Context: an optimization exercise on an open-source flow, tuned for small area, a short achievable clock period and few clock cycles per item. The choices shown serve that exercise and are no tape-out recipe.
The RTL was checked by simulation tests, not by an equivalence proof against the original design.
Some runs may be left out. An edit can pass the tests and still lose a function that they never use.

run_1/pins.png
Pins as bars across the die edge, other pins in grey.
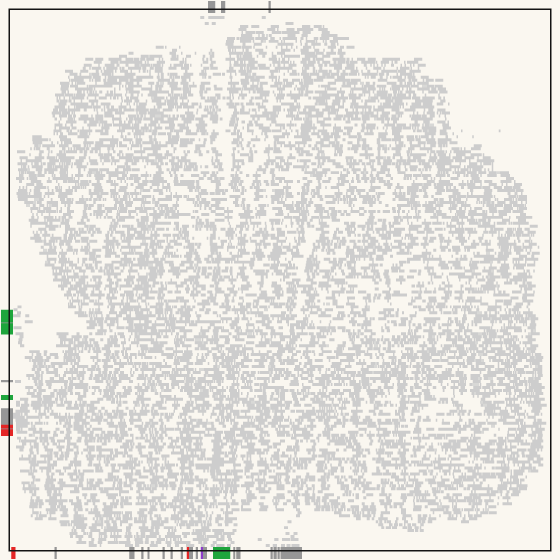
run_1/met4.png
The bar under the picture is 100 µm long. Supply wires on this layer in grey.
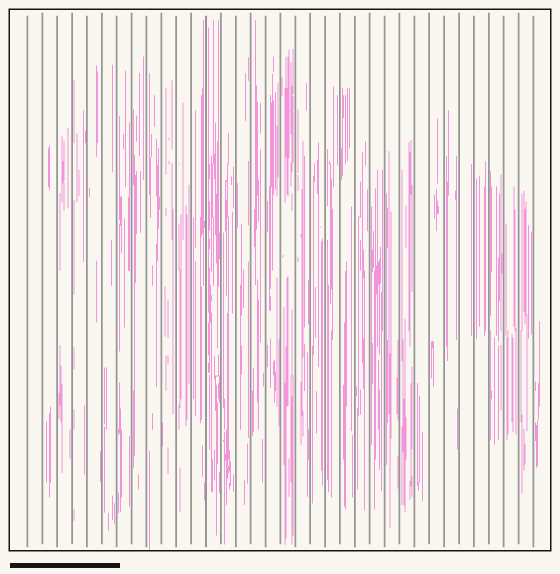
run_1/final_all.png
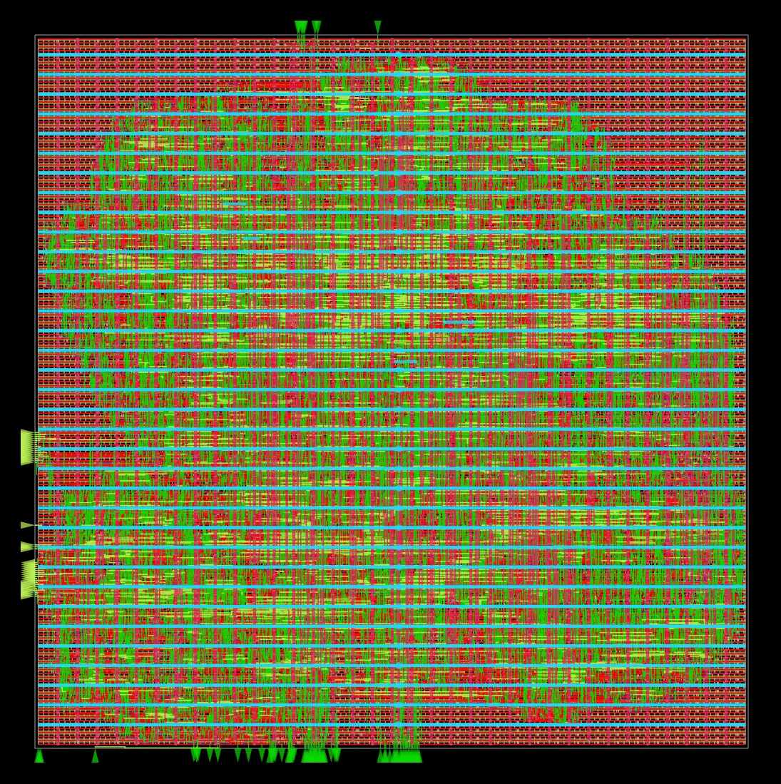
run_1/final_clocks.png
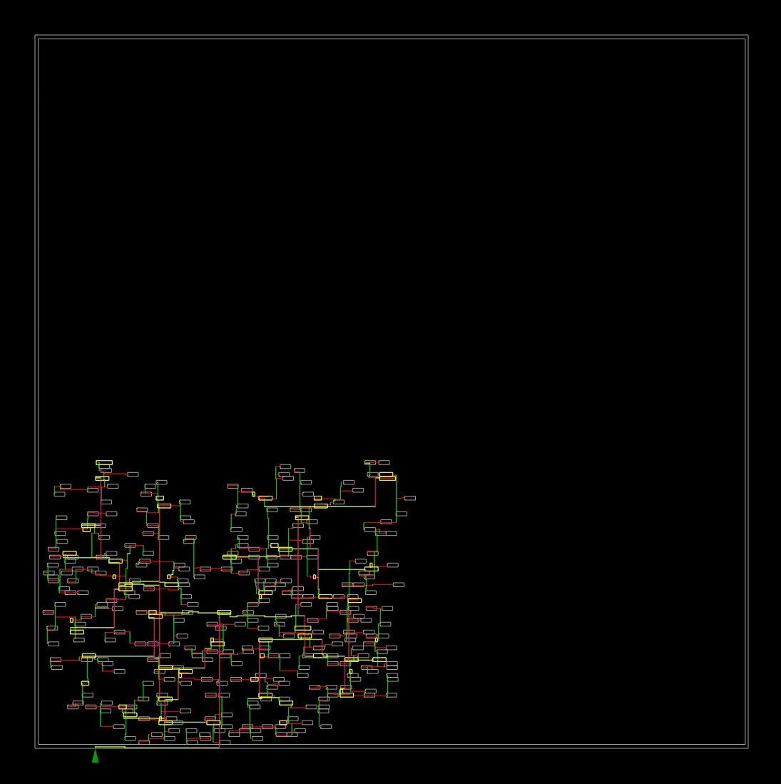
$ cat flow/config.mk
export PLATFORM = sky130hd
export DESIGN_NAME = Cfu
export DESIGN_NICKNAME = Cfu
export VERILOG_FILES = /design/flow/design.v
export SDC_FILE = /design/flow/constraint.sdc
export NUM_CORES = 4
export LEC_CHECK = 0
export CAP_MARGIN = 20
export CORE_MARGIN = 2
export CORE_UTILIZATION = 40
export SLEW_MARGIN = 20
$ cat flow/constraint.sdc
create_clock -name core_clock -period 20.0 [get_ports {clk}]
set_input_delay 4.0000 -clock core_clock [delete_from_list [all_inputs] [get_ports {clk}]]
set_output_delay 4.0000 -clock core_clock [all_outputs]
set_load 0.01 [all_outputs]
$ cat flow/design.v
module Cfu (
    input               cmd_valid,
    output              cmd_ready,
    input      [9:0]    cmd_payload_function_id,
    input      [31:0]   cmd_payload_inputs_0,
    input      [31:0]   cmd_payload_inputs_1,
    output reg          rsp_valid,
    input               rsp_ready,
    output reg [31:0]   rsp_payload_outputs_0,
    input               reset,
    input               clk
);
    reg signed [31:0] InputOffset, FilterOffset;
    reg signed [31:0] accumulator;  
    reg signed [31:0] acc0, acc1, acc2, acc3;
    reg [31:0] global_input;
    wire [31:0] simd_input = (cmd_payload_function_id[9:3] == 7'd0) ? cmd_payload_inputs_0 : global_input;
    wire [31:0] simd_filter = (cmd_payload_function_id[9:3] == 7'd0) ? cmd_payload_inputs_1 : cmd_payload_inputs_0;
    wire signed [31:0] prod_0, prod_1, prod_2, prod_3;
    assign prod_0 = ($signed(simd_input[7 : 0]) + InputOffset) * ($signed(simd_filter[7 : 0]) + FilterOffset);
    assign prod_1 = ($signed(simd_input[15: 8]) + InputOffset) * ($signed(simd_filter[15: 8]) + FilterOffset);
    assign prod_2 = ($signed(simd_input[23:16]) + InputOffset) * ($signed(simd_filter[23:16]) + FilterOffset);
    assign prod_3 = ($signed(simd_input[31:24]) + InputOffset) * ($signed(simd_filter[31:24]) + FilterOffset);
    wire signed [31:0] sum_prods;
    assign sum_prods = prod_0 + prod_1 + prod_2 + prod_3;
    assign cmd_ready = ~rsp_valid;
    always @(posedge clk) begin
        if (reset) begin
            rsp_payload_outputs_0 <= 32'b0;
            rsp_valid <= 1'b0;
            InputOffset <= 32'd0;
            FilterOffset <= 32'd0;
            accumulator <= 32'd0;
            acc0 <= 32'd0;
            acc1 <= 32'd0;
            acc2 <= 32'd0;
            acc3 <= 32'd0;
            global_input <= 32'd0;
        end else if (rsp_valid) begin
            if (rsp_ready) rsp_valid <= 1'b0;
        end else if (cmd_valid) begin
            rsp_valid <= 1'b1;
            case (cmd_payload_function_id[9:3])
                7'd0: begin
                    accumulator <= accumulator + sum_prods;
                    rsp_payload_outputs_0 <= accumulator;
                end
                7'd1: begin
                    accumulator <= 32'd0;
                    rsp_payload_outputs_0 <= 32'd0;
                end
                7'd2: begin
                    InputOffset <= $signed(cmd_payload_inputs_0);
                    rsp_payload_outputs_0 <= $signed(cmd_payload_inputs_0);
                end
                7'd3: begin
                    FilterOffset <= $signed(cmd_payload_inputs_0);
                    rsp_payload_outputs_0 <= $signed(cmd_payload_inputs_0);
                end
                7'd4: begin
                    rsp_payload_outputs_0 <= accumulator;
                end
                7'd5: begin
                    global_input <= cmd_payload_inputs_0;
                end
                7'd6: begin
                    acc0 <= acc0 + sum_prods;
                end
                7'd7: begin
                    acc1 <= acc1 + sum_prods;
                end
                7'd8: begin
                    acc2 <= acc2 + sum_prods;
                end
                7'd9: begin
                    acc3 <= acc3 + sum_prods;
                end
                7'd10: begin
                    acc0 <= 32'd0;
                    acc1 <= 32'd0;
                    acc2 <= 32'd0;
                    acc3 <= 32'd0;
                end
                7'd11: rsp_payload_outputs_0 <= acc0;
                7'd12: rsp_payload_outputs_0 <= acc1;
                7'd13: rsp_payload_outputs_0 <= acc2;
                7'd14: rsp_payload_outputs_0 <= acc3;
                default: rsp_payload_outputs_0 <= 32'b0;
            endcase
        end
    end
endmodule
$ cat flow/run.sh
#!/bin/bash
# synth_recipe.tcl (not shown) runs the flow's synth.tcl, then flattens the netlist and writes it again
# the make line also repeats each setting of config.mk as NAME=value (left out here)
make -C /OpenROAD-flow-scripts/flow DESIGN_CONFIG=/design/flow/config.mk WORK_HOME=/design/flow/orfs CLKGATE_MAP_FILE= SYNTH_SCRIPT=/design/flow/synth_recipe.tcl finish
==> flow_metrics.tcl, run 1 <==
set metrics [dict create \
    outcome "finished clean" \
    crit_slowest_cell "clkdlybuf4s50_1" \
    worstHoldStart "global_input[10]$_SDFFE_PP0P_" \
    synth_edf_count 0 \
    multiInputGateArea_um2 80100 \
    placed_area_um2 105000 \
    cp_num_buf_inv 8 \
    antenna_found_initial 20 \
    startpoint "cmd_payload_function_id[5]" \
    grt_pass1_wl_mm 573 \
    wl_per_cell_um 26.6 \
    hold_depth 2 \
    place_inst 14900 \
    ys_top_cells_by_area "fa_1 38%, ha_1 13%, inv_1 8.9%, dfxtp_1 6.1%, nand2_1 5.9%" \
    ff2ff_setup_slack_ns 4.43 \
    min_path_type "flop to flop" \
    nNonClkBuffers 829 \
    drc_errors 0 \
    antenna_cells 14 \
    layout-drive-gt1-share_pct 8.35 \
    clock_sinks 289 \
    slew_headroom_pct 20.2 \
    syn_inst 11300 \
    vias_per_cell 5.50 \
    nClkBuffers 51 \
    ys_ff_latch 289 \
    synth_area_um2 95400 \
    worst_pin_slew_ns 1.19 \
    crit_fanout 18 \
    tap_cells 3167 \
    grt_setup_unrepaired "no" \
    final_util_pct 44.7 \
    yosysSeqAreaShare_pct 6.06 \
    cts_tree "done" \
    regArea_um2 5790 \
    crit_path_frequent_cell "fa_1" \
    arrival_ns 19.84 \
    synth_xor_area_share_pct 6.49 \
    antenna_left 0 \
    post_cts_resized 0 \
    setup_ws_ns 0.552 \
]
Testbench counts for the RTL of run 1, summed over its fixed seeds: cycles 25,482, items 12,741.
Notes on pins.png above:
Key: cmd_payload_function_id = red [pins 10, direction input, edge 6 west, 4 south]; cmd_payload_inputs_0 = green [pins 32, direction input, edge 18 west, 14 south]; rsp_ready = purple [pins 1, direction input, edge south]

Notes on met4.png above:
The layer holds 7.5% of the routed length. The wires run mostly vertical. 318 nets have wire on it. The layer carries 29.8 mm of wire. The longest straight run is 274 µm.

Notes on final_all.png above:
Non-Filler Instances: 14,900
IO Count: 112
die area: 242,000 µm²
FP Rows: 179
post-route cell area: 106,000 µm²

Notes on final_clocks.png above:
clock skew: 0.0238 ns
cts bufs inserted: 35

-- run 1: cells in the final DEF, fill, tap and decap left out, types with 25 or more instances in the layout --
cell / instances
nand2b_1: 91
inv_1: 2258
ha_1: 984
nand3_1: 74
and3_1: 31
a21boi_0: 43
xnor2_2: 31
nor3_1: 101
clkdlybuf4s50_1: 107
or3_1: 41
a22oi_1: 101
a21oi_1: 454
xnor3_1: 32
xnor2_1: 394
a222oi_1: 64
a211oi_1: 45
a21o_1: 113
a31oi_1: 60
nor2_1: 993
clkbuf_16: 37
o21bai_1: 31
fa_1: 1808
nand4_1: 25
or2_2: 38
mux2_2: 64
and2_1: 336
o21a_1: 56
dfxtp_1: 288
nand2_1: 1506
xor2_1: 166
nor2b_1: 92
buf_4: 711
o21ai_0: 206
-- run 1: flip-flops by register name, summed over array words and instances, names as in the netlist --
signal	flops
acc3	32
FilterOffset	32
accumulator	32
global_input	32
acc1	32
acc0	32
InputOffset	32
rsp_valid	1
acc2	32
rsp_payload_outputs_0	32
-- run 1: per-layer routing --
metal  GRT usage [%]  routed length [µm]  vias up
met2            49.7              172000     3928
met5               0                  57        -
met1            42.6              158000    41600
li1                -                   -    35900
met3            6.58               37100      780
met4            19.9               29800        8
==> run 2: a larger rewrite; changed files in full <==
==> flow/design.v <==
module Cfu (
    input               cmd_valid,
    output              cmd_ready,
    input      [9:0]    cmd_payload_function_id,
    input      [31:0]   cmd_payload_inputs_0,
    input      [31:0]   cmd_payload_inputs_1,
    output              rsp_valid,
    input               rsp_ready,
    output     [31:0]   rsp_payload_outputs_0,
    input               reset,
    input               clk
);
    reg [31:0] InputOffset, FilterOffset, accumulator;
    reg [31:0] acc0, acc1, acc2, acc3, global_input;
    reg [31:0] kprod;    
    reg [31:0] cg;       
    reg [31:0] hold;     
    reg        pend;     
    reg        f0ph;     
    reg  [2:0] kstep;    
    reg        cgpend;   
    wire [31:0] in0 = cmd_payload_inputs_0;
    wire [31:0] in1 = cmd_payload_inputs_1;
    wire [6:0]  f   = cmd_payload_function_id[9:3];
    wire is0   = (f == 7'd0);
    wire is1   = (f == 7'd1);
    wire is2   = (f == 7'd2);
    wire is3   = (f == 7'd3);
    wire is4   = (f == 7'd4);
    wire is5   = (f == 7'd5);
    wire isMac = (f == 7'd6) | (f == 7'd7) | (f == 7'd8) | (f == 7'd9);
    wire is10  = (f == 7'd10);
    wire isRd  = (f == 7'd11) | (f == 7'd12) | (f == 7'd13) | (f == 7'd14);
    wire kbusy  = (kstep != 3'd0);
    wire dpbusy = kbusy | cgpend;
    wire usesDp = is0 | is5 | isMac;
    wire stall  = (usesDp & dpbusy) | (is0 & ~f0ph);
    assign cmd_ready = ~pend & ~stall;
    wire   accept    = cmd_valid & cmd_ready;
    assign rsp_valid = pend | accept;
    wire f0a = cmd_valid & ~pend & is0 & ~f0ph & ~dpbusy;
    wire f0b = accept & is0;
    reg [31:0] accsel_r;
    always @(*) begin
        case (f[1:0])
            2'd3: accsel_r = acc0;    
            2'd0: accsel_r = acc1;    
            2'd1: accsel_r = acc2;    
            default: accsel_r = acc3;  
        endcase
    end
    reg [31:0] rsp;
    always @(*) begin
        if (pend)                 rsp = hold;
        else if (is0)             rsp = f0ph ? hold : accumulator;
        else if (is2 | is3)       rsp = in0;
        else if (is4)             rsp = accumulator;
        else if (isRd)            rsp = accsel_r;
        else                      rsp = 32'd0;
    end
    assign rsp_payload_outputs_0 = rsp;
    wire mK   = kbusy;
    wire mCg  = ~kbusy & cgpend;
    wire mF0a = ~dpbusy & f0a;
    wire mF0b = ~dpbusy & f0b;
    wire mF5  = ~dpbusy & accept & is5;
    wire mMac = ~dpbusy & accept & isMac;
    wire [31:0] io4 = {InputOffset[29:0], 2'b00};
    reg  [7:0]  kbyte;
    always @(*) begin
        case (kstep)
            3'd1: kbyte = InputOffset[31:24];
            3'd2: kbyte = InputOffset[23:16];
            3'd3: kbyte = InputOffset[15:8];
            default: kbyte = InputOffset[7:0];
        endcase
    end
    wire [31:0] V = mCg ? global_input : (mF0b ? in1 : in0);
    wire [31:0] U = mMac ? global_input : (mF0a ? in1 : 32'd0);
    wire [31:0] X = (mMac | mF0b) ? InputOffset : FilterOffset;
    wire [31:0] C = mMac ? cg : ((mCg | mF0a | mF5) ? {kprod[29:0], 2'b00} : 32'd0);
    reg [31:0] accsel_m;
    always @(*) begin
        case (f[1:0])
            2'd2: accsel_m = acc0;    
            2'd3: accsel_m = acc1;    
            2'd0: accsel_m = acc2;    
            default: accsel_m = acc3;  
        endcase
    end
    wire [31:0] M = mK ? ((kstep == 3'd1) ? 32'd0 : {kprod[23:0], 8'd0}) :
                    (mF0a | mF0b) ? accumulator :
                    mMac ? accsel_m : 32'd0;
    wire signed [9:0] sv = $signed(V[7:0]) + $signed(V[15:8]) + $signed(V[23:16]) + $signed(V[31:24]);
    wire signed [9:0] S  = mK ? $signed({2'b00, kbyte}) : sv;
    wire signed [15:0] p0 = $signed(U[7:0])   * $signed(V[7:0]);
    wire signed [15:0] p1 = $signed(U[15:8])  * $signed(V[15:8]);
    wire signed [15:0] p2 = $signed(U[23:16]) * $signed(V[23:16]);
    wire signed [15:0] p3 = $signed(U[31:24]) * $signed(V[31:24]);
    wire [31:0] xs = X * {{22{S[9]}}, S};
    wire [31:0] R  = M + C + xs + {{16{p0[15]}}, p0} + {{16{p1[15]}}, p1}
                           + {{16{p2[15]}}, p2} + {{16{p3[15]}}, p3};
    always @(posedge clk) begin
        hold <= rsp;
        if (reset) begin
            InputOffset <= 32'd0;
            FilterOffset <= 32'd0;
            accumulator <= 32'd0;
            acc0 <= 32'd0; acc1 <= 32'd0; acc2 <= 32'd0; acc3 <= 32'd0;
            global_input <= 32'd0;
            kprod <= 32'd0;
            cg <= 32'd0;
            pend <= 1'b0;
            f0ph <= 1'b0;
            kstep <= 3'd0;
            cgpend <= 1'b0;
        end else begin
            pend <= pend ? ~rsp_ready : (accept & ~rsp_ready);
            if (mF0a) f0ph <= 1'b1;
            else if (f0b) f0ph <= 1'b0;
            if (accept & is2) InputOffset <= in0;
            if (accept & is3) FilterOffset <= in0;
            if (accept & (is2 | is3)) begin
                kstep <= 3'd1;
                cgpend <= 1'b1;
            end else if (kbusy) begin
                kstep <= (kstep == 3'd4) ? 3'd0 : kstep + 3'd1;
            end else if (mCg) begin
                cgpend <= 1'b0;
            end
            if (mK) kprod <= R;
            if (mCg | mF5) cg <= R;
            if (accept & is5) global_input <= in0;
            if (mF0a | mF0b) accumulator <= R;
            else if (accept & is1) accumulator <= 32'd0;
            if (accept & is10) begin
                acc0 <= 32'd0; acc1 <= 32'd0; acc2 <= 32'd0; acc3 <= 32'd0;
            end else if (mMac) begin
                case (f[1:0])
                    2'd2: acc0 <= R;
                    2'd3: acc1 <= R;
                    2'd0: acc2 <= R;
                    default: acc3 <= R;
                endcase
            end
        end
    end
endmodule
run_2/final_all.png
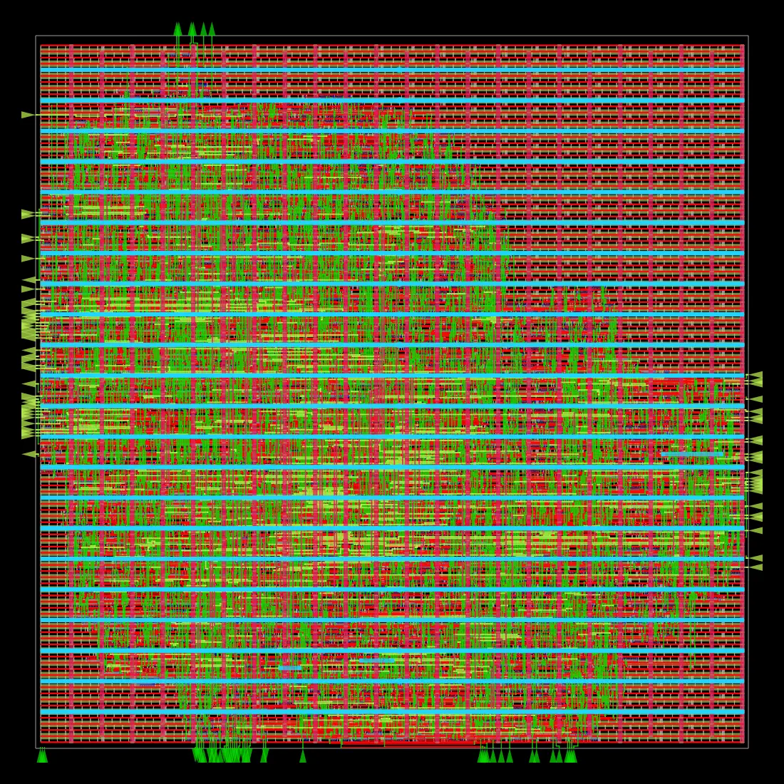
routed wire length: 126 mm
Final Util: 44.7%
die height: 317 µm

==> run 2 against run 1 <==
  * Worst hold slack worse by 0.0029 ns
  * Die area fell by 59%
  * Critical path type unchanged
==> flow_metrics.tcl, run 2 <==
set metrics [dict create \
    routed-wl-met3_mm 10.5 \
    grt_pass1_wl_mm 194 \
    start_util_pct 40.4 \
    antenna_left 0 \
    cts-buffers-inserted 44 \
    met2_usage_pct 41.5 \
    io_pins 112 \
    wl_met2_mm 58.1 \
    cts_tree "done" \
    fin_nets 5462 \
    antenna_found_initial 5 \
    crit_path_frequent_cell "fa_1" \
    wl_per_cell_um 21.3 \
    yosysSeqAreaShare_pct 18.2 \
    layout_common_cells "810 x nand2_1, 758 x inv_1, 600 x fa_1, 383 x a21oi_1, 380 x nor2_1" \
    design_area_um2 43400 \
    outcome "finished clean" \
    arrival_ns 18.53 \
    fin_worst_skew_ns 0.0482 \
    slew_headroom_pct 20.2 \
    clock_sinks 356 \
    vias_per_cell 5.37 \
    use_met3_pct 5.11 \
    highest_layer "met5" \
    layout-drive-gt1-share_pct 7.21 \
    synth_xor_area_share_pct 2.89 \
    ys_ff_latch 356 \
    syn_inst 4557 \
    ys_top_cells_by_area "fa_1 31%, dfxtp_1 18%, nand2_1 7.8%, inv_1 7.3%, ha_1 6.3%" \
    gr-usage-met1_pct 33.7 \
    placed_area_um2 41900 \
    antenna_cells 0 \
    final_common_cell "nand2_1" \
    setup_ws_ns 2.01 \
    crit_fanout 14 \
    post_cts_resized 0 \
    layout.cells.non_filler 5896 \
    synth_area_um2 39200 \
    rows 114 \
    die_area_um2 101000 \
]
Testbench counts for the RTL of run 2, summed over its fixed seeds: cycles 13,054, items 12,741.
run_2/gate_families.png
The bar under the picture is 100 µm long.
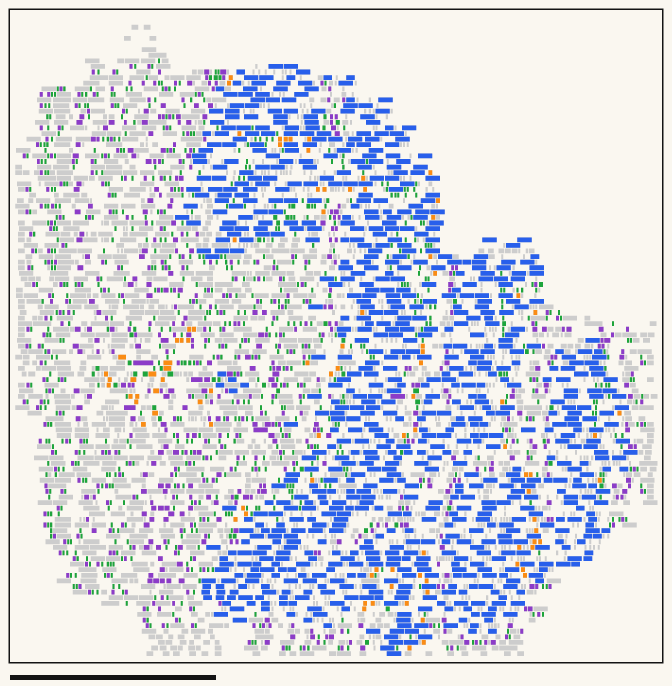
Key: adder and majority cells = blue [cells 798, most used fa_1]; inverting AOI/OAI gates = purple [cells 652, most used a21oi_1, where spread over the die]; NAND gates = green [cells 867, most used nand2_1]; AND and OR gates = orange [cells 94, most used or2_2]

==> run 2: changes by cell type after synthesis, sizes merged, moves of 329 or more <==
cell / previous run / this run
ha: 984 / 198
fa: 1809 / 600
inv: 2258 / 758
nand2: 1507 / 812
nor2: 1002 / 387
xnor2: 428 / 99
==> run 2: path summary, 6_finish.rpt <==
path,start,endpoint,slack [ns],cells past startpoint
setup / recovery,cmd_payload_function_id[6],accumulator[22]$_SDFFE_PP0P_,2.01,49
hold / removal,FilterOffset[27]$_SDFFE_PP0P_,FilterOffset[27]$_SDFFE_PP0P_,0.45,2
setup reg to reg,kstep[1]$_SDFFE_PP0N_,accumulator[22]$_SDFFE_PP0P_,5.26,49
hold reg to reg,FilterOffset[27]$_SDFFE_PP0P_,FilterOffset[27]$_SDFFE_PP0P_,0.45,2
==> run 2: layout make-up <==
cell class                      instances  area (µm²)  area share [%]
Multi-Input combinational cell       3232       28600            65.9
Sequential cell                       356        7130            16.4
Clock buffer                           63        1310            3.03
Inverter                              759        2850            6.57
Clock inverter                         17         183           0.421
Tap cell                             1276        1600            3.68
Timing Repair Buffer                  193        1730            3.99
## Run 3: large edit since run 2, in outline
flow/design.v: 148 -> 1457 lines; modules unchanged: 0
  Cfu: edited, 148 -> 137 lines
  cfu_dp: new, 1320 lines
==> module Cfu as of run 3 <==
module Cfu (
    input               cmd_valid,
    output              cmd_ready,
    input      [9:0]    cmd_payload_function_id,
    input      [31:0]   cmd_payload_inputs_0,
    input      [31:0]   cmd_payload_inputs_1,
    output              rsp_valid,
    input               rsp_ready,
    output     [31:0]   rsp_payload_outputs_0,
    input               reset,
    input               clk
);
    reg [31:0] InputOffset, FilterOffset, accumulator;
    reg [31:0] acc0, acc1, acc2, acc3, global_input;
    reg [31:0] kprod;    
    reg [31:0] cg;       
    reg [31:0] hold;     
    reg [31:0] opa;      
    reg        pend;     
    reg        f0ph;     
    reg  [2:0] kstep;    
    reg        op_mac, op_cg, op_p2;
    wire       op_p1 = f0ph;    
    reg  [1:0] op_k;
    wire [31:0] in0 = cmd_payload_inputs_0;
    wire [31:0] in1 = cmd_payload_inputs_1;
    wire [6:0]  f   = cmd_payload_function_id[9:3];
    wire is0   = (f == 7'd0);
    wire is1   = (f == 7'd1);
    wire is2   = (f == 7'd2);
    wire is3   = (f == 7'd3);
    wire is4   = (f == 7'd4);
    wire is5   = (f == 7'd5);
    wire isMac = (f == 7'd6) | (f == 7'd7) | (f == 7'd8) | (f == 7'd9);
    wire is10  = (f == 7'd10);
    wire isRd  = (f == 7'd11) | (f == 7'd12) | (f == 7'd13) | (f == 7'd14);
    wire [1:0] kmac = f[1:0] - 2'd2;
    wire [1:0] krd  = f[1:0] - 2'd3;
    wire kbusy = (kstep != 3'd0);
    wire stall = (is0 & ~f0ph)
               | ((is0 | is5 | isMac) & kbusy)
               | (is4 & op_p2)
               | (isRd & op_mac & (op_k == krd));
    assign cmd_ready = ~pend & ~stall;
    wire   accept    = cmd_valid & cmd_ready;
    assign rsp_valid = pend | accept;
    reg [31:0] accsel_r;
    always @(*) begin
        case (krd)
            2'd0: accsel_r = acc0;
            2'd1: accsel_r = acc1;
            2'd2: accsel_r = acc2;
            default: accsel_r = acc3;
        endcase
    end
    reg [31:0] rsp;
    always @(*) begin
        if (pend)                 rsp = hold;
        else if (is0)             rsp = f0ph ? accumulator : in1;
        else if (is2 | is3)       rsp = in0;
        else if (is4)             rsp = accumulator;
        else if (isRd)            rsp = accsel_r;
        else                      rsp = 32'd0;
    end
    assign rsp_payload_outputs_0 = rsp;
    reg  [7:0]  kbyte;
    always @(*) begin
        case (kstep)
            3'd1: kbyte = InputOffset[31:24];
            3'd2: kbyte = InputOffset[23:16];
            3'd3: kbyte = InputOffset[15:8];
            default: kbyte = InputOffset[7:0];
        endcase
    end
    reg [31:0] accsel_m;
    always @(*) begin
        case (op_k)
            2'd0: accsel_m = acc0;
            2'd1: accsel_m = acc1;
            2'd2: accsel_m = acc2;
            default: accsel_m = acc3;
        endcase
    end
    wire [31:0] V = op_p1 ? hold : (op_cg ? global_input : opa);
    wire [31:0] U = op_mac ? global_input : (op_p1 ? opa : 32'd0);
    wire [31:0] X = (op_mac | op_p1) ? InputOffset : FilterOffset;
    wire [31:0] C = op_mac ? cg : ((op_p1 | op_cg) ? {kprod[29:0], 2'b00} : 32'd0);
    wire [31:0] M = kbusy ? ((kstep == 3'd1) ? 32'd0 : {kprod[23:0], 8'd0}) :
                    (op_p1 | op_p2) ? accumulator :
                    op_mac ? accsel_m : 32'd0;
    wire [31:0] R;
    cfu_dp dp (.U(U), .V(V), .X(X), .M(M), .C(C), .kmode(kbusy), .kbyte(kbyte), .R(R));
    always @(posedge clk) begin
        hold <= rsp;
        opa <= in0;
        if (reset) begin
            InputOffset <= 32'd0;
            FilterOffset <= 32'd0;
            accumulator <= 32'd0;
            acc0 <= 32'd0; acc1 <= 32'd0; acc2 <= 32'd0; acc3 <= 32'd0;
            global_input <= 32'd0;
            kprod <= 32'd0;
            cg <= 32'd0;
            pend <= 1'b0;
            f0ph <= 1'b0;
            kstep <= 3'd0;
            op_mac <= 1'b0; op_cg <= 1'b0; op_p2 <= 1'b0;
            op_k <= 2'd0;
        end else begin
            pend <= pend ? ~rsp_ready : (accept & ~rsp_ready);
            f0ph <= cmd_valid & ~pend & is0 & ~f0ph & ~kbusy;
            op_p2  <= accept & is0;
            op_mac <= accept & isMac;
            op_k   <= kmac;
            op_cg  <= (accept & is5) | ((kstep == 3'd4) & ~(accept & (is2 | is3)));
            if (accept & is2) InputOffset <= in0;
            if (accept & is3) FilterOffset <= in0;
            if (accept & (is2 | is3)) kstep <= 3'd1;
            else if (kbusy) kstep <= (kstep == 3'd4) ? 3'd0 : kstep + 3'd1;
            if (kbusy) kprod <= R;
            if (op_cg) cg <= R;
            if (accept & is5) global_input <= in0;
            if (accept & is1) accumulator <= 32'd0;
            else if (op_p1 | op_p2) accumulator <= R;
            if (accept & is10) begin
                acc0 <= 32'd0; acc1 <= 32'd0; acc2 <= 32'd0; acc3 <= 32'd0;
            end else if (op_mac) begin
                case (op_k)
                    2'd0: acc0 <= R;
                    2'd1: acc1 <= R;
                    2'd2: acc2 <= R;
                    default: acc3 <= R;
                endcase
            end
        end
    end
endmodule
run_3/final_clocks.png
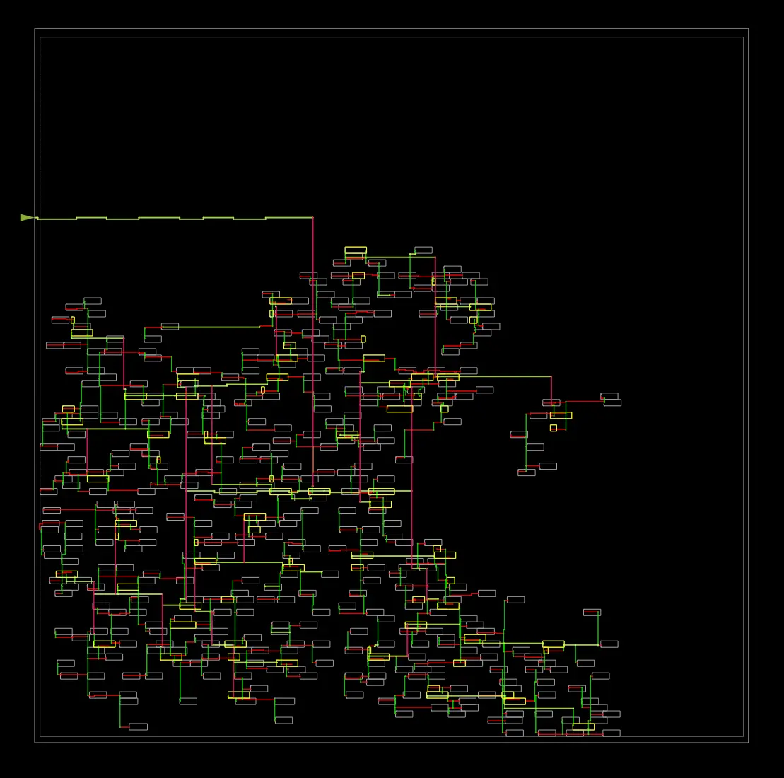
clock skew: 0.0185 ns

==> run 3 against run 2 <==
  * Die area decreased by 7.1%
  * Sequential share of layout area increased by 3.1 points
  * Synthesized cell count decreased by 2.4%
  * Via count increased by 7.9%
  * Count of clock-buffer cells in the layout increased by 4
  * Global-route usage increased by 5.9 points
==> flow_metrics.tcl, run 3 <==
set metrics [dict create \
    design_area_um2 40300 \
    multi_input_area_share_pct 63.8 \
    post_cts_resized 0 \
    holdWs_ns 0.454 \
    wl_per_cell_um 26.5 \
    grt_pass1_wl_mm 219 \
    highest_layer "met5" \
    cts-buffers-inserted 44 \
    startpoint "f0ph$_SDFF_PP0_" \
    whs_endpoint "kprod[28]$_SDFFE_PP0N_" \
    syn_inst 4446 \
    synth_compound_area_share_pct 21.7 \
    buf_share_pct 5.06 \
    crit_fanout 52 \
    clock_sinks 392 \
    cts_tree "done" \
    critical_path.endpoint "accumulator[28]$_SDFFE_PP0P_" \
    hold_depth 2 \
    r2r_cells 37 \
    io_pins 112 \
    final_common_cell "nand2_1" \
    worstHoldStart "kprod[28]$_SDFFE_PP0N_" \
    ys_top_cells_by_area "fa_1 22%, dfxtp_1 22%, nand2_1 7.0%, a21oi_1 6.6%, inv_1 4.7%" \
    antenna_left 0 \
    rows 110 \
    use_met3_pct 5.08 \
    critical_path_depth 37 \
    inverters 462 \
    seq_share_pct 19.5 \
    crit_path_frequent_cell "fa_1" \
    synth_xor_area_share_pct 1.92 \
    layout_common_cells "674 x nand2_1, 479 x a21oi_1, 459 x inv_1, 404 x fa_1, 387 x dfxtp_1" \
    fin_nets 4945 \
    die_y_um 306 \
    gr-usage-met1_pct 43.3 \
    placed_area_um2 38800 \
    r2r-start "f0ph$_SDFF_PP0_" \
    required_ns 20.52 \
    start_util_pct 40.4 \
    slew_headroom_pct 22.9 \
    outcome "finished clean" \
    die_area_um2 93400 \
    synth_area_um2 36400 \
    port_buffers 108 \
    wl_met2_mm 64.1 \
    ys_ff_latch 392 \
    layout-drive-gt1-share_pct 8.60 \
    multiInputGateArea_um2 25700 \
    layout.cells.non_filler 5586 \
    met2_usage_pct 47.2 \
    vias_per_cell 6.11 \
    r2r-end "accumulator[28]$_SDFFE_PP0P_" \
    routed-wl-met3_mm 15.3 \
    nClkBuffers 67 \
    multi_input_comb_cells 3240 \
    yosysSeqAreaShare_pct 21.6 \
]
Testbench counts for the RTL of run 3, summed over its fixed seeds: cycles 13,094, items 12,741.
run_3/pins.png
Pins as bars across the die edge, other pins in grey.
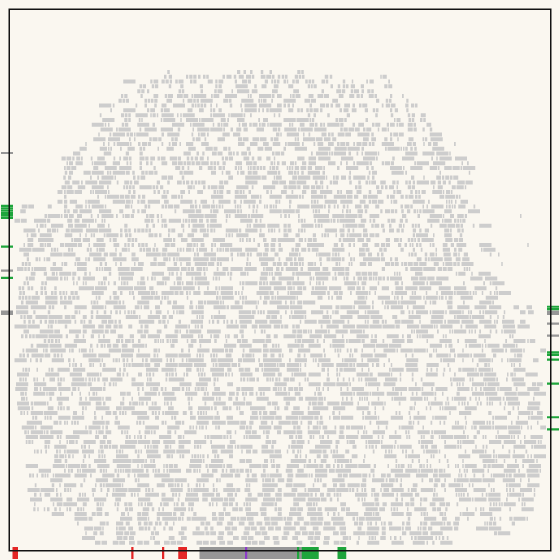
Key: rsp_ready = purple [pins 1, direction input, edge south]; cmd_payload_inputs_0 = green [pins 32, direction input, edge 16 south, 8 west, 8 east]; cmd_payload_function_id = red [pins 10, direction input, edge south]
All pins by edge: 88 south, 12 west, 12 east.

[run 3: cell types whose count changed after synthesis, sizes merged, moves of 46 or more]
cell	before	now
inv	758	462
fa	600	404
nand2	812	676
o21ai	75	203
clkbuf	180	293
ha	198	88
a21oi	386	483
o22ai	2	85
mux2i	49	121
nor2	387	318
a222oi	1	55
o221ai	2	50
nor3	18	64
[run 3: cell families (layout without fill, tap and decap cells)]
kind of cell    count (synthesis)  after routing
compound gates               1231           1231
xor+xnor                       75             75
flops                         392            392
buf+inv                       814            775
other cells                     0              3
simple gates                 1228           1228
mux                           211            211
fa+ha+maj                     495            495
[run 3: stage by stage]
| step | worst slack (ns) | util, % |
|---|---|---|
| after floorplan | 9.80 | - |
| after global placement | 6.81 | 43.0 |
| final | 6.59 | 44.7 |
| after detailed placement | 6.80 | 43.0 |
| after global routing | 5.91 | 44.7 |
| after CTS | 6.75 | 44.6 |
--- run 4: outline of the changes from run 3 ---
flow/design.v: 1457 -> 1861 lines; modules unchanged: 0
  Cfu: edited, 137 -> 160 lines
  cfu_ssum: new, 110 lines
  cfu_dp: edited, 1320 -> 1591 lines
==> module cfu_ssum as of run 4 <==
module cfu_ssum (
    input  [31:0] W,
    output [9:0]  S
);
    wire n1 = ~W[7];
    wire n2 = ~W[15];
    wire n3 = ~W[23];
    wire n4 = ~W[31];
    wire s5 = W[0] ^ W[16] ^ W[24];
    wire c6 = (W[0] & W[16]) | (W[0] & W[24]) | (W[16] & W[24]);
    wire s7 = W[17] ^ W[1] ^ W[25];
    wire c8 = (W[17] & W[1]) | (W[17] & W[25]) | (W[1] & W[25]);
    wire s9 = W[9] ^ c6 ^ s7;
    wire c10 = (W[9] & c6) | (W[9] & s7) | (c6 & s7);
    wire s11 = W[10] ^ W[18] ^ W[26];
    wire c12 = (W[10] & W[18]) | (W[10] & W[26]) | (W[18] & W[26]);
    wire s13 = W[2] ^ c8 ^ s11;
    wire c14 = (W[2] & c8) | (W[2] & s11) | (c8 & s11);
    wire s15 = W[11] ^ W[19] ^ W[27];
    wire c16 = (W[11] & W[19]) | (W[11] & W[27]) | (W[19] & W[27]);
    wire s17 = W[3] ^ c12 ^ s15;
    wire c18 = (W[3] & c12) | (W[3] & s15) | (c12 & s15);
    wire s19 = W[12] ^ W[20] ^ W[28];
    wire c20 = (W[12] & W[20]) | (W[12] & W[28]) | (W[20] & W[28]);
    wire s21 = W[4] ^ c16 ^ s19;
    wire c22 = (W[4] & c16) | (W[4] & s19) | (c16 & s19);
    wire s23 = W[13] ^ W[21] ^ W[29];
    wire c24 = (W[13] & W[21]) | (W[13] & W[29]) | (W[21] & W[29]);
    wire s25 = W[5] ^ c20 ^ s23;
    wire c26 = (W[5] & c20) | (W[5] & s23) | (c20 & s23);
    wire s27 = W[14] ^ W[22] ^ W[30];
    wire c28 = (W[14] & W[22]) | (W[14] & W[30]) | (W[22] & W[30]);
    wire s29 = W[6] ^ c24 ^ s27;
    wire c30 = (W[6] & c24) | (W[6] & s27) | (c24 & s27);
    wire s31 = n1 ^ n2 ^ n3;
    wire c32 = (n1 & n2) | (n1 & n3) | (n2 & n3);
    wire s33 = n4 ^ c28 ^ s31;
    wire c34 = (n4 & c28) | (n4 & s31) | (c28 & s31);
    wire g35 = W[8] & s5;
    wire g36 = s9 & 1'b0;
    wire g37 = c10 & s13;
    wire g38 = c14 & s17;
    wire g39 = c18 & s21;
    wire g40 = c22 & s25;
    wire g41 = c26 & s29;
    wire g42 = c30 & s33;
    wire g43 = c32 & c34;
    wire g44 = 1'b1 & 1'b0;
    wire p45 = W[8] ^ s5;
    wire p46 = s9 ^ 1'b0;
    wire p47 = c10 ^ s13;
    wire p48 = c14 ^ s17;
    wire p49 = c18 ^ s21;
    wire p50 = c22 ^ s25;
    wire p51 = c26 ^ s29;
    wire p52 = c30 ^ s33;
    wire p53 = c32 ^ c34;
    wire p54 = 1'b1 ^ 1'b0;
    wire g55 = g36 | (p46 & g35);
    wire g56 = g37 | (p47 & g36);
    wire p57 = p47 & p46;
    wire g58 = g38 | (p48 & g37);
    wire p59 = p48 & p47;
    wire g60 = g39 | (p49 & g38);
    wire p61 = p49 & p48;
    wire g62 = g40 | (p50 & g39);
    wire p63 = p50 & p49;
    wire g64 = g41 | (p51 & g40);
    wire p65 = p51 & p50;
    wire g66 = g42 | (p52 & g41);
    wire p67 = p52 & p51;
    wire g68 = g43 | (p53 & g42);
    wire p69 = p53 & p52;
    wire g70 = g44 | (p54 & g43);
    wire p71 = p54 & p53;
    wire g72 = g56 | (p57 & g35);
    wire g73 = g58 | (p59 & g55);
    wire g74 = g60 | (p61 & g56);
    wire p75 = p61 & p57;
    wire g76 = g62 | (p63 & g58);
    wire p77 = p63 & p59;
    wire g78 = g64 | (p65 & g60);
    wire p79 = p65 & p61;
    wire g80 = g66 | (p67 & g62);
    wire p81 = p67 & p63;
    wire g82 = g68 | (p69 & g64);
    wire p83 = p69 & p65;
    wire g84 = g70 | (p71 & g66);
    wire p85 = p71 & p67;
    wire g86 = g74 | (p75 & g35);
    wire g87 = g76 | (p77 & g55);
    wire g88 = g78 | (p79 & g72);
    wire g89 = g80 | (p81 & g73);
    wire g90 = g82 | (p83 & g74);
    wire p91 = p83 & p75;
    wire g92 = g84 | (p85 & g76);
    wire p93 = p85 & p77;
    wire g94 = g90 | (p91 & g35);
    wire g95 = g92 | (p93 & g55);
    wire x96 = p46 ^ g35;
    wire x97 = p47 ^ g55;
    wire x98 = p48 ^ g72;
    wire x99 = p49 ^ g73;
    wire x100 = p50 ^ g86;
    wire x101 = p51 ^ g87;
    wire x102 = p52 ^ g88;
    wire x103 = p53 ^ g89;
    wire x104 = p54 ^ g94;
    assign S = {x104, x103, x102, x101, x100, x99, x98, x97, x96, p45};
endmodule
==> module Cfu as of run 4 <==
module Cfu (
    input               cmd_valid,
    output              cmd_ready,
    input      [9:0]    cmd_payload_function_id,
    input      [31:0]   cmd_payload_inputs_0,
    input      [31:0]   cmd_payload_inputs_1,
    output              rsp_valid,
    input               rsp_ready,
    output     [31:0]   rsp_payload_outputs_0,
    input               reset,
    input               clk
);
    reg [31:0] InputOffset, FilterOffset, accumulator;
    reg [31:0] acc0, acc1, acc2, acc3, global_input;
    reg [31:0] kprod;    
    reg [31:0] cg;       
    reg [31:0] hold;     
    reg [31:0] opa;      
    reg        pend;     
    reg        f0ph;     
    reg  [2:0] kstep;    
    reg  [9:0] sg;       
    reg [14:0] bdig;     
    reg        op_mac, op_cg, op_p2;
    wire       op_p1 = f0ph;    
    reg  [1:0] op_k;
    wire [31:0] in0 = cmd_payload_inputs_0;
    wire [31:0] in1 = cmd_payload_inputs_1;
    wire [6:0]  f   = cmd_payload_function_id[9:3];
    wire is0   = (f == 7'd0);
    wire is1   = (f == 7'd1);
    wire is2   = (f == 7'd2);
    wire is3   = (f == 7'd3);
    wire is4   = (f == 7'd4);
    wire is5   = (f == 7'd5);
    wire isMac = (f == 7'd6) | (f == 7'd7) | (f == 7'd8) | (f == 7'd9);
    wire is10  = (f == 7'd10);
    wire isRd  = (f == 7'd11) | (f == 7'd12) | (f == 7'd13) | (f == 7'd14);
    wire [1:0] kmac = f[1:0] - 2'd2;
    wire [1:0] krd  = f[1:0] - 2'd3;
    wire kbusy = (kstep != 3'd0);
    wire stall = (is0 & ~f0ph)
               | ((is0 | is5 | isMac) & kbusy)
               | (is4 & op_p2)
               | (isRd & op_mac & (op_k == krd));
    assign cmd_ready = ~pend & ~stall;
    wire   accept    = cmd_valid & cmd_ready;
    assign rsp_valid = pend | accept;
    reg [31:0] accsel_r;
    always @(*) begin
        case (krd)
            2'd0: accsel_r = acc0;
            2'd1: accsel_r = acc1;
            2'd2: accsel_r = acc2;
            default: accsel_r = acc3;
        endcase
    end
    reg [31:0] rsp;
    always @(*) begin
        if (pend)                 rsp = hold;
        else if (is0)             rsp = f0ph ? accumulator : in1;
        else if (is2 | is3)       rsp = in0;
        else if (is4)             rsp = accumulator;
        else if (isRd)            rsp = accsel_r;
        else                      rsp = 32'd0;
    end
    assign rsp_payload_outputs_0 = rsp;
    wire [31:0] sin = (is0 & ~f0ph) ? in1 : in0;
    wire [9:0]  s0;
    cfu_ssum ssum (.W(sin), .S(s0));
    reg  [9:0]  snext;
    always @(*) begin
        case (kstep)
            3'd1: snext = {2'b00, InputOffset[31:24]};
            3'd2: snext = {2'b00, InputOffset[23:16]};
            3'd3: snext = {2'b00, InputOffset[15:8]};
            3'd4: snext = {2'b00, InputOffset[7:0]};
            3'd5: snext = sg;
            default: snext = s0;
        endcase
    end
    wire [10:0] se = {snext, 1'b0};
    reg  [4:0]  bone, btwo, bneg;
    integer j;
    always @(*) begin
        for (j = 0; j < 5; j = j + 1) begin
            bone[j] = se[2*j+1] ^ se[2*j];
            btwo[j] = (se[2*j+2] & ~se[2*j+1] & ~se[2*j]) | (~se[2*j+2] & se[2*j+1] & se[2*j]);
            bneg[j] = se[2*j+2];
        end
    end
    wire kstepping = (kstep >= 3'd2);
    reg [31:0] accsel_m;
    always @(*) begin
        case (op_k)
            2'd0: accsel_m = acc0;
            2'd1: accsel_m = acc1;
            2'd2: accsel_m = acc2;
            default: accsel_m = acc3;
        endcase
    end
    wire [31:0] U = op_mac ? global_input : (op_p1 ? hold : 32'd0);
    wire [31:0] X = (op_mac | op_p1) ? InputOffset : FilterOffset;
    wire [31:0] C = op_mac ? cg : ((op_p1 | op_cg) ? {kprod[29:0], 2'b00} : 32'd0);
    wire [31:0] M = kstepping ? ((kstep == 3'd2) ? 32'd0 : {kprod[23:0], 8'd0}) :
                    (op_p1 | op_p2) ? accumulator :
                    op_mac ? accsel_m : 32'd0;
    wire [31:0] R;
    cfu_dp dp (.U(U), .V(opa), .X(X), .M(M), .C(C),
               .bone(bdig[4:0]), .btwo(bdig[9:5]), .bneg(bdig[14:10]), .R(R));
    always @(posedge clk) begin
        hold <= rsp;
        opa <= in0;
        bdig <= {bneg, btwo, bone};
        if (reset) begin
            InputOffset <= 32'd0;
            FilterOffset <= 32'd0;
            accumulator <= 32'd0;
            acc0 <= 32'd0; acc1 <= 32'd0; acc2 <= 32'd0; acc3 <= 32'd0;
            global_input <= 32'd0;
            kprod <= 32'd0;
            cg <= 32'd0;
            sg <= 10'd0;
            pend <= 1'b0;
            f0ph <= 1'b0;
            kstep <= 3'd0;
            op_mac <= 1'b0; op_cg <= 1'b0; op_p2 <= 1'b0;
            op_k <= 2'd0;
        end else begin
            pend <= pend ? ~rsp_ready : (accept & ~rsp_ready);
            f0ph <= cmd_valid & ~pend & is0 & ~f0ph & ~kbusy;
            op_p2  <= accept & is0;
            op_mac <= accept & isMac;
            op_k   <= kmac;
            op_cg  <= (accept & is5) | ((kstep == 3'd5) & ~(accept & (is2 | is3)));
            if (accept & is2) InputOffset <= in0;
            if (accept & is3) FilterOffset <= in0;
            if (accept & (is2 | is3)) kstep <= 3'd1;
            else if (kbusy) kstep <= (kstep == 3'd5) ? 3'd0 : kstep + 3'd1;
            if (kstepping) kprod <= R;
            if (op_cg) cg <= R;
            if (accept & is5) begin
                global_input <= in0;
                sg <= s0;
            end
            if (accept & is1) accumulator <= 32'd0;
            else if (op_p1 | op_p2) accumulator <= R;
            if (accept & is10) begin
                acc0 <= 32'd0; acc1 <= 32'd0; acc2 <= 32'd0; acc3 <= 32'd0;
            end else if (op_mac) begin
                case (op_k)
                    2'd0: acc0 <= R;
                    2'd1: acc1 <= R;
                    2'd2: acc2 <= R;
                    default: acc3 <= R;
                endcase
            end
        end
    end
endmodule
run_4/final_clocks.png
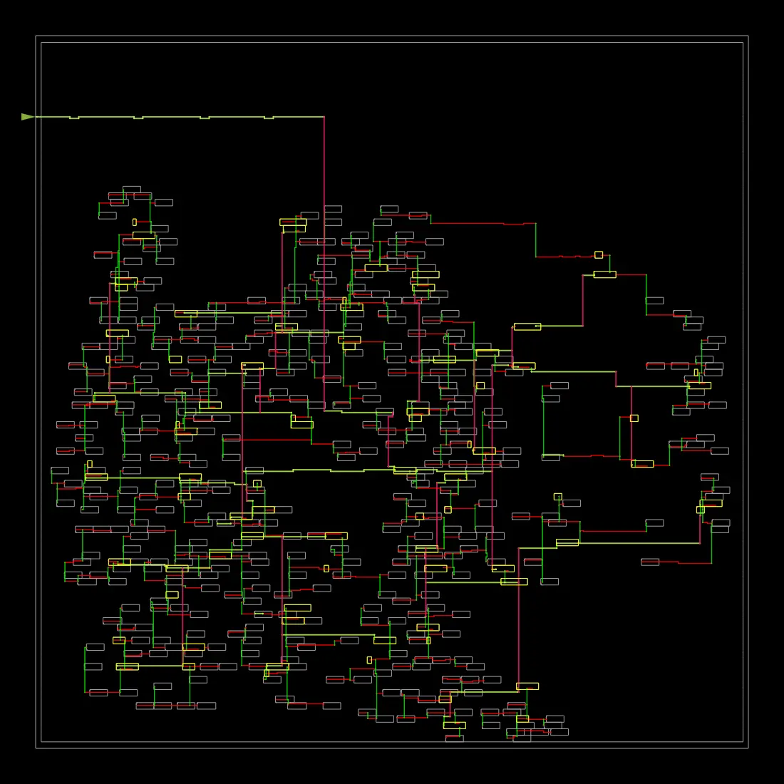
final sequential cell count: 417
clock skew: 0.0202 ns
TritonCTS Sinks: 417
clock latency (worst-skew pair): 0.61 ns

==> run 4 against run 3 <==
  * Still clean on timing, DRC and antenna
  * Count of clock-buffer cells in the layout fell by 3
  * Wire length fell by 14%
  * Synthesized cell count fell by 19%
  * Utilization rose by 0.22 points
  * Worst hold slack improved by 0.0087 ns
  * Sequential cell count rose by 25
  * Sequential share of layout area rose by 2.4 points
  * Area after synthesis fell by 5.9%
  * Non-clock buffer count fell by 36
  * Clock skew rose by 0.0018 ns
  * Cell area fell by 5.2%
  * Critical path type is now input pin to output pin
  * Largest cell class unchanged
==> flow_metrics.tcl, run 4 <==
set metrics [dict create \
    cts_tree "done" \
    place_ws_ns 8.12 \
    crit_fanout 36 \
    port_buffers 108 \
    io_pins 112 \
    ys_ff_latch 417 \
    layout_common_cells "418 x fa_1, 408 x dfxtp_1, 384 x inv_1, 315 x nand2_1, 265 x nor2_1" \
    synth_compound_area_share_pct 15.1 \
    fin_nets 4178 \
    setup_ws_ns 7.99 \
    vias_per_cell 5.82 \
    synth_xor_area_share_pct 4.97 \
    nClkBuffers 64 \
    seq_share_pct 21.9 \
    syn_inst 3610 \
    multiInputGateArea_um2 23600 \
    rows 107 \
    cts-buffers-inserted 46 \
    layout-drive-gt1-share_pct 8.53 \
    start_util_pct 40.3 \
    post_cts_resized 0 \
    ys_top_cells_by_area "fa_1 24%, dfxtp_1 24%, mux2i_1 4.8%, a22oi_1 4.5%, inv_1 4.2%" \
    slew_headroom_pct 25.2 \
    antenna_left 0 \
    multi_input_comb_cells 2573 \
    outcome "finished clean" \
    final_util_pct 44.9 \
    multi_input_area_share_pct 61.8 \
    wl_per_cell_um 26.6 \
    synth_area_um2 34200 \
    design_area_um2 38200 \
    placed_area_um2 36600 \
    grt_pass1_wl_mm 188 \
]
Testbench counts for the RTL of run 4, summed over its fixed seeds: cycles 13,102, items 12,741.
run_4/zoom.png
The bar under the picture is 5 µm long. Region (212, 64) to (232, 84) µm. Cells in grey, sequential cells in the stronger grey; small squares are vias.
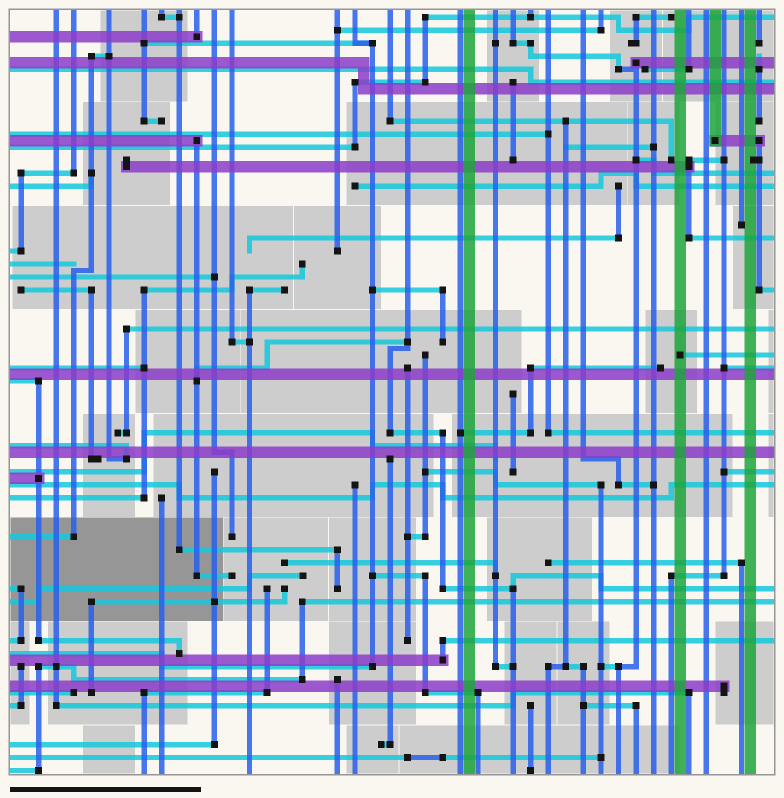
Key: met1 = cyan; met4 = green; met2 = blue; met3 = purple
Netlist names of flops here include global_input (1). Most frequent: fa_1 (5), nand2_1 (4). 23 logic cells have their middle in the window. Sequential cells in the window: 1.

[run 4: cell count changes after synthesis, moves of 57 or more]
cell      previous run  this run
nand2_1            676       315
a21oi_1            479       125
o21ai_0            191        63
a22oi_1             84       207
clkbuf_1           293       181
nor2b_1             15       118
xor2_1              14       106
inv_1              459       384
o22ai_1             85        12
a211oi_1            20        77
and2_1              11        68
[run 4: layer usage]
layer	track usage, %	share of wire, %	up-vias
met3	5.94	10	267
met2	45.3	44	1423
met4	11.4	4.4	2
li1	-	-	12200
met5	0	0.010	-
met1	40.3	41	14100
[run 4: worst paths after layout]
path | from | depth (start not counted) | slack, ns | to
max reg2reg | op_mac$_SDFF_PP0_ | 27 | 9.90 | kprod[27]$_SDFFE_PP0N_
min | kprod[26]$_SDFFE_PP0N_ | 2 | 0.46 | kprod[26]$_SDFFE_PP0N_
min reg2reg | kprod[26]$_SDFFE_PP0N_ | 2 | 0.46 | kprod[26]$_SDFFE_PP0N_
max | cmd_payload_function_id[3] | 12 | 7.99 | rsp_payload_outputs_0[26]

port drivers added, routing unchanged:
Ports are ideal in the flow. The routed layouts listed here were re-timed in OpenROAD. Step 1 (the two cells are an assumption about what drives the block):
set clk [get_ports {clk}]
set_driving_cell -lib_cell sky130_fd_sc_hd__clkbuf_16 $clk
set_driving_cell -lib_cell sky130_fd_sc_hd__buf_2 [delete_from_list [all_inputs] $clk]
Step 2, shift: input delay + t, output delay - t, t = (earliest + latest rising clock arrival at the registers) / 2. This alone moves slack from input paths to output paths. a / b / c = ideal ports / drivers / drivers and shift; a / b = the first two.
| run | shift t [ns] | setup slack, ns | latest minus earliest clock arrival (ns) |
|---|---|---|---|
| run 1 | 0.602 | 0.552 / 0.572 / -0.030 | 0.025 / 0.024 |
| run 2 | 0.685 | 2.015 / 2.045 / 1.360 | 0.048 / 0.049 |
| run 3 | 0.647 | 6.590 / 6.590 / 6.590 | 0.019 / 0.018 |
| run 4 | 0.672 | 7.992 / 7.958 / 7.958 | 0.020 / 0.020 |
Met with ideal ports but missed after step 2: setup timing in run 1. For run 2, which loses most, drivers alone change the setup slack by +0.030 ns; drivers and shift together by -0.655 ns.
